This design comes from an exercise in tuning for small area and a short achievable clock period on the open sky130 flow, not from production work. In this exercise RTL edits were held to simulation tests only and were not proved equivalent to the original.

[flow/run.sh]
#!/bin/bash
# synth_recipe.tcl (not shown) runs the flow's synth.tcl, then flattens the netlist and writes it again
# the make line also repeats each setting of config.mk as NAME=value (left out here)
make -C /OpenROAD-flow-scripts/flow DESIGN_CONFIG=/design/flow/config.mk WORK_HOME=/design/flow/orfs CLKGATE_MAP_FILE= SYNTH_SCRIPT=/design/flow/synth_recipe.tcl finish
[flow/constraint.sdc]
create_clock -name core_clock -period 7.0 [get_ports {clk}]
set_input_delay 1.4000 -clock core_clock [delete_from_list [all_inputs] [get_ports {clk}]]
set_output_delay 1.4000 -clock core_clock [all_outputs]
set_load 0.01 [all_outputs]
[flow/design.v]
module mult_16bit (
    input wire clk,
    input wire rst_n,
    input wire signed [15:0] a,
    input wire signed [15:0] b,
    output reg signed [31:0] p  
);
    reg signed [15:0] a_reg;
    reg signed [15:0] b_reg;
    always @(posedge clk or negedge rst_n) begin
        if (!rst_n) begin
            a_reg <= 16'sd0;
            b_reg <= 16'sd0;
            p     <= 32'sd0;
        end else begin
            a_reg <= a;
            b_reg <= b;
            p <= a_reg * b_reg;
        end
    end
endmodule
[flow/config.mk]
export PLATFORM = sky130hd
export DESIGN_NAME = mult_16bit
export DESIGN_NICKNAME = mult_16bit
export VERILOG_FILES = /design/flow/design.v
export SDC_FILE = /design/flow/constraint.sdc
export NUM_CORES = 4
export LEC_CHECK = 0
export CAP_MARGIN = 20
export CORE_MARGIN = 2
export CORE_UTILIZATION = 40
export SLEW_MARGIN = 20
**Metal 4**

Supply wires on this layer in grey. Cells faint in the background.
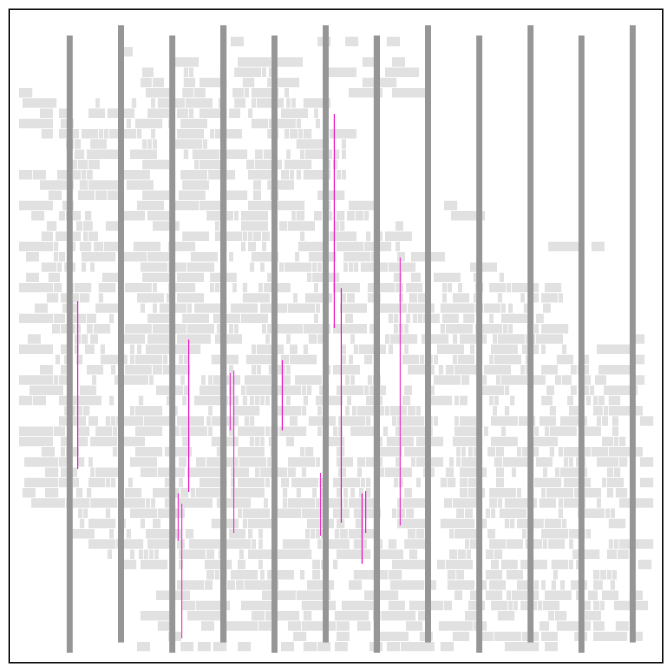
wire length on this layer: 443 µm
longest straight run: 70.7 µm
share of all routed wire: 1.8%

**Clock tree after CTS**

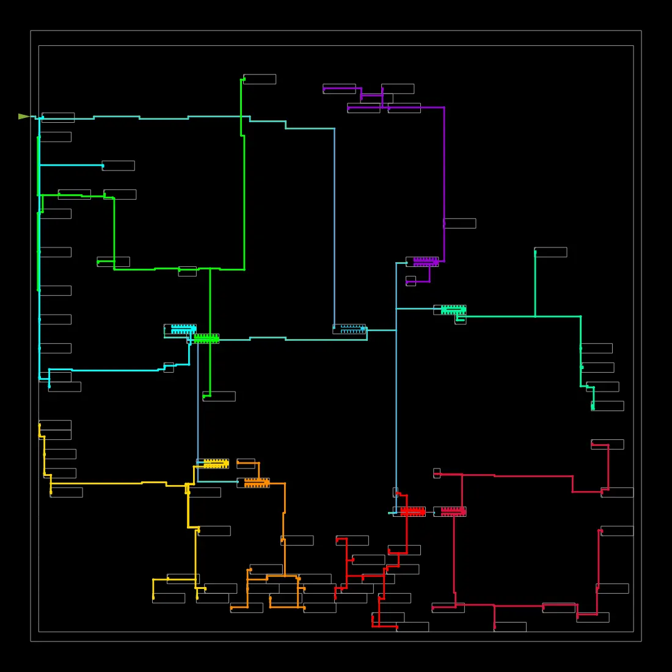
Seq Cell Count: 64
clock sink count: 64
CTS buffer count: 9
H-tree lvl count: 3
CTS Root Cell: clkbuf_16

**M3 wires**

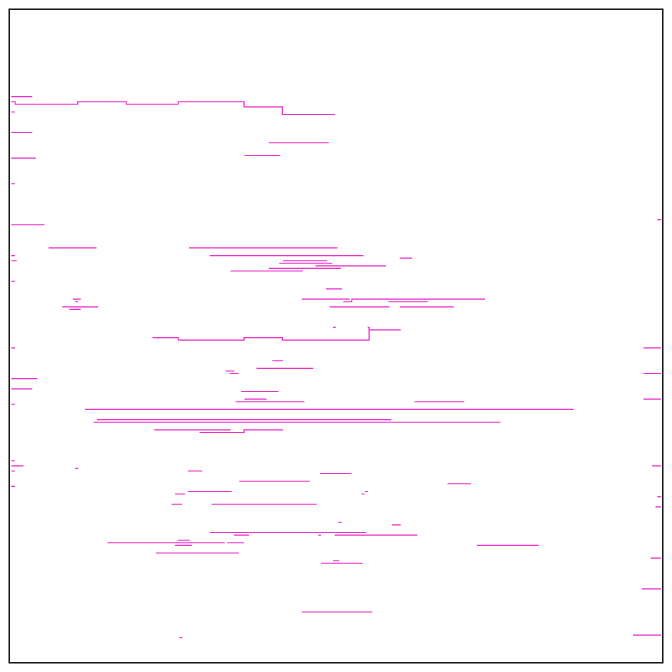
nets with wire on the layer: 68
wire length on this layer: 1240 µm
main direction: horizontal
met3 Use GR: 0.0268
vias: 7402
drt total wl: 25.3 mm

==> out/qor.txt <==
Status: no timing/DRC/antenna violations
Max Slew Vio Count: 0
Crit path capture: p[31]
Crit start category: register
First-pass GRT wire length: 44.4 mm
Async SR Flop Fraction: 1.00
Top_reg_cell synth: dfrtp_1
Io pins: 66
Largest net degree at the start of global routing: 65
Crit share post-route: 0.890
Core area: 0.0279 mm²
Post-synthesis xor/xnor area fraction: 0.0284
Worst stage delay on the critical path: 810 ps
Grt ovf: 0
Detail Route Antenna Nets: 0
Hold Path End: p[0]
Worst Path Required: 7230 ps
Simple-gate share of the synthesized area: 0.130
Slowest cell on crit path: dfrtp_1
Worst path most repeated cell: fa_1
Combinational family with the most area after synthesis: adder cells
Vias in the first global route: 8372
CP Buf/Inv Count: 3
Post-synth top area share: 0.460
Final setup viols: 0
Most frequent cells after synthesis: 285 x inv_1, 262 x fa_1, 132 x nand2_1
Syn nets: 1518
Post-Layout Inst Area: 0.0127 mm²
Worst rel slew slack: 0.413
Critical Path End Type: register
Die area: 0.0299 mm²
Slew @ Worst Pin: 881 ps
CTS clk-pin slew, worst paths: 60 ps
Initial antenna violation count: 0
# diodes: 0
Proportion of layout cells with a drive suffix above 1: 0.0236
Dpl ws: 711 ps
Vias per cell: 4.73
Total Nets Final: 1560
Hold path startpoint: b_reg[0]
R2R Path Start: a_reg[11]
Sequential area share after synthesis: 0.140
Post-layout min period: 6230 ps
Max cap viols: 0
R2R Path End: p[31]
Critical path's top delay family: adder cells
CP Data Arrival Time: 6460 ps
CTS tree: built
Top post-synthesis cells by area: fa_1 46%, dfrtp_1 14%, inv_1 9.4%
# DRC: 0
Kind of critical path: register to register
FMAX: 0.161 GHz
Layout area overhead: 11.2%
Setup TNS: 0 ps
Multiplexer share of the synthesized area: 0.000877
Mean post-synth cell area: 10.0 µm²
Starting DRT DRC Count: 290
Layout Cells excl Fill: 1565
Post-Syn Area: 0.0114 mm²
Pre-Repair DR Iteration Count: 4
Most frequent cell after synthesis: inv_1
Worst-Skew Late Latency: 360 ps
CP max FO: 16
Cells along the critical path: nand2_1, fa_1, fa_1, fa_1, inv_1, fa_1, fa_1, inv_1, fa_1, inv_1, ha_1, a21oi_1, o211ai_1, a21oi_2, a31oi_4, nor4_2, o21ai_1, xnor2_1
CTS Hold Buffers Added: 0
R2R setup slack: 770 ps
Port Buf Inserts: 65
Chip Height: 173 µm
Placement Cell Area: 0.0124 mm²
Number of gates resized after cts: 0
Crit path launch: a_reg[11]
FP Rows: 61
Netlist cell types: 40
**Metal layers overlaid**

The bar under the picture is 50 µm long.
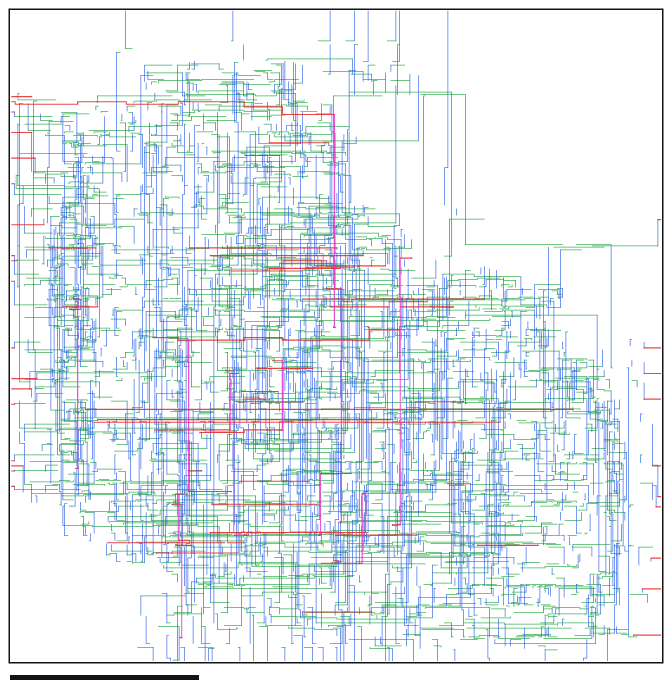
| layer | colour | wire length |
|---|---|---|
| met3 | red | 1240 µm |
| met4 | magenta | 443 µm |
| met2 | blue | 12700 µm |
| met1 | green | 10900 µm |
Tot GR Track Use: 0.187
Routed WL per cell: 16.2 µm

**Register map, names as in the netlist**

The bar under the picture is 50 µm long. Other sequential cells in the stronger grey, the rest of the logic in the fainter grey.
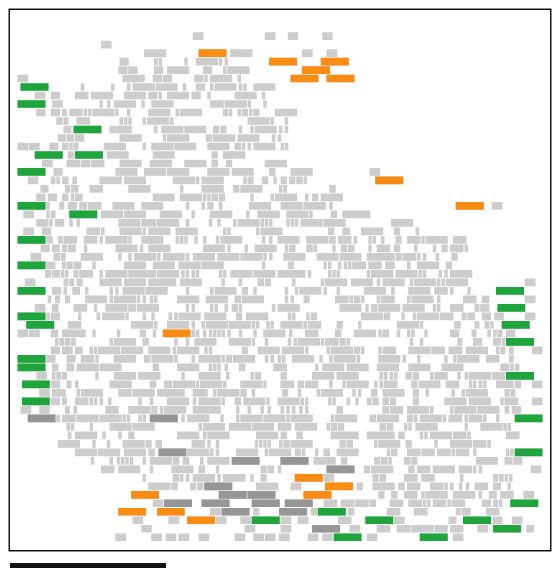
| netlist name | colour | flops |
|---|---|---|
| `b_reg` | orange | 16 |
| `p` | green | 32 |
not coloured: 16
fraction of area in registers: 0.126
register area: 0.00160 mm²

## cell usage in the layout, fill, tap and decap left out, types with 22 or more instances in the layout
| cell type | instances |
|---|---|
| and2_1 | 123 |
| xnor2_1 | 26 |
| dfrtp_1 | 64 |
| clkdlybuf4s50_1 | 64 |
| a21oi_1 | 22 |
| nand2_1 | 132 |
| ha_1 | 82 |
| fa_1 | 262 |
| nor2_1 | 23 |
| inv_1 | 285 |
## per-layer routing
| metal | share of wire | GRT usage | vias to the layer above |
|---|---|---|---|
| li1 | - | - | 3404 |
| met1 | 0.43 | 0.251 | 3831 |
| met2 | 0.50 | 0.323 | 138 |
| met3 | 0.049 | 0.0268 | 29 |
| met4 | 0.017 | 0.0427 | 0 |
| met5 | 0 | 0 | - |
## metrics by stage
stage	hold WS [ps]	util
after floorplan	522	-
after global placement	863	0.444
after detailed placement	865	0.444
after CTS	874	0.454
after global routing	899	0.454
final	863	0.454
## final cells by class
class                      instances  area, µm²
multi-input combinational        756       8610
clock buffer                      12        256
clock inverter                     4       28.8
sequential                        64       1600
timing repair buffer              66        656
fill                            2740      15200
tap                              378        473
inverter                         285       1070

[re-timing with driven ports]
How much do the figures lean on ideal ports? The routed layout below was timed once more, with nothing changed but the port constraints.
Step 1, drivers: a clkbuf_16 drives clk and a buf_2 each remaining input, both assumed.
Step 2 times the ports against the registers' clock, not the clock port: input delays grow and output delays shrink by t, the midpoint of the rising clock arrivals with the driver on.
Three values: ideal ports, drivers, drivers and shift; two values: the first two.
t, ns: 0.398
setup WS [ns]: 0.772 / 0.772 / 0.772
slew at the worst register clock pin (ns): 0.07 / 0.07
worst slew at a driven data input, ns: 0.05
cell pins on the clock port's net: 1
After both steps setup and hold are still met in this run. For this run, drivers alone change the setup slack by 0.000 ns; drivers and shift together by 0.000 ns.
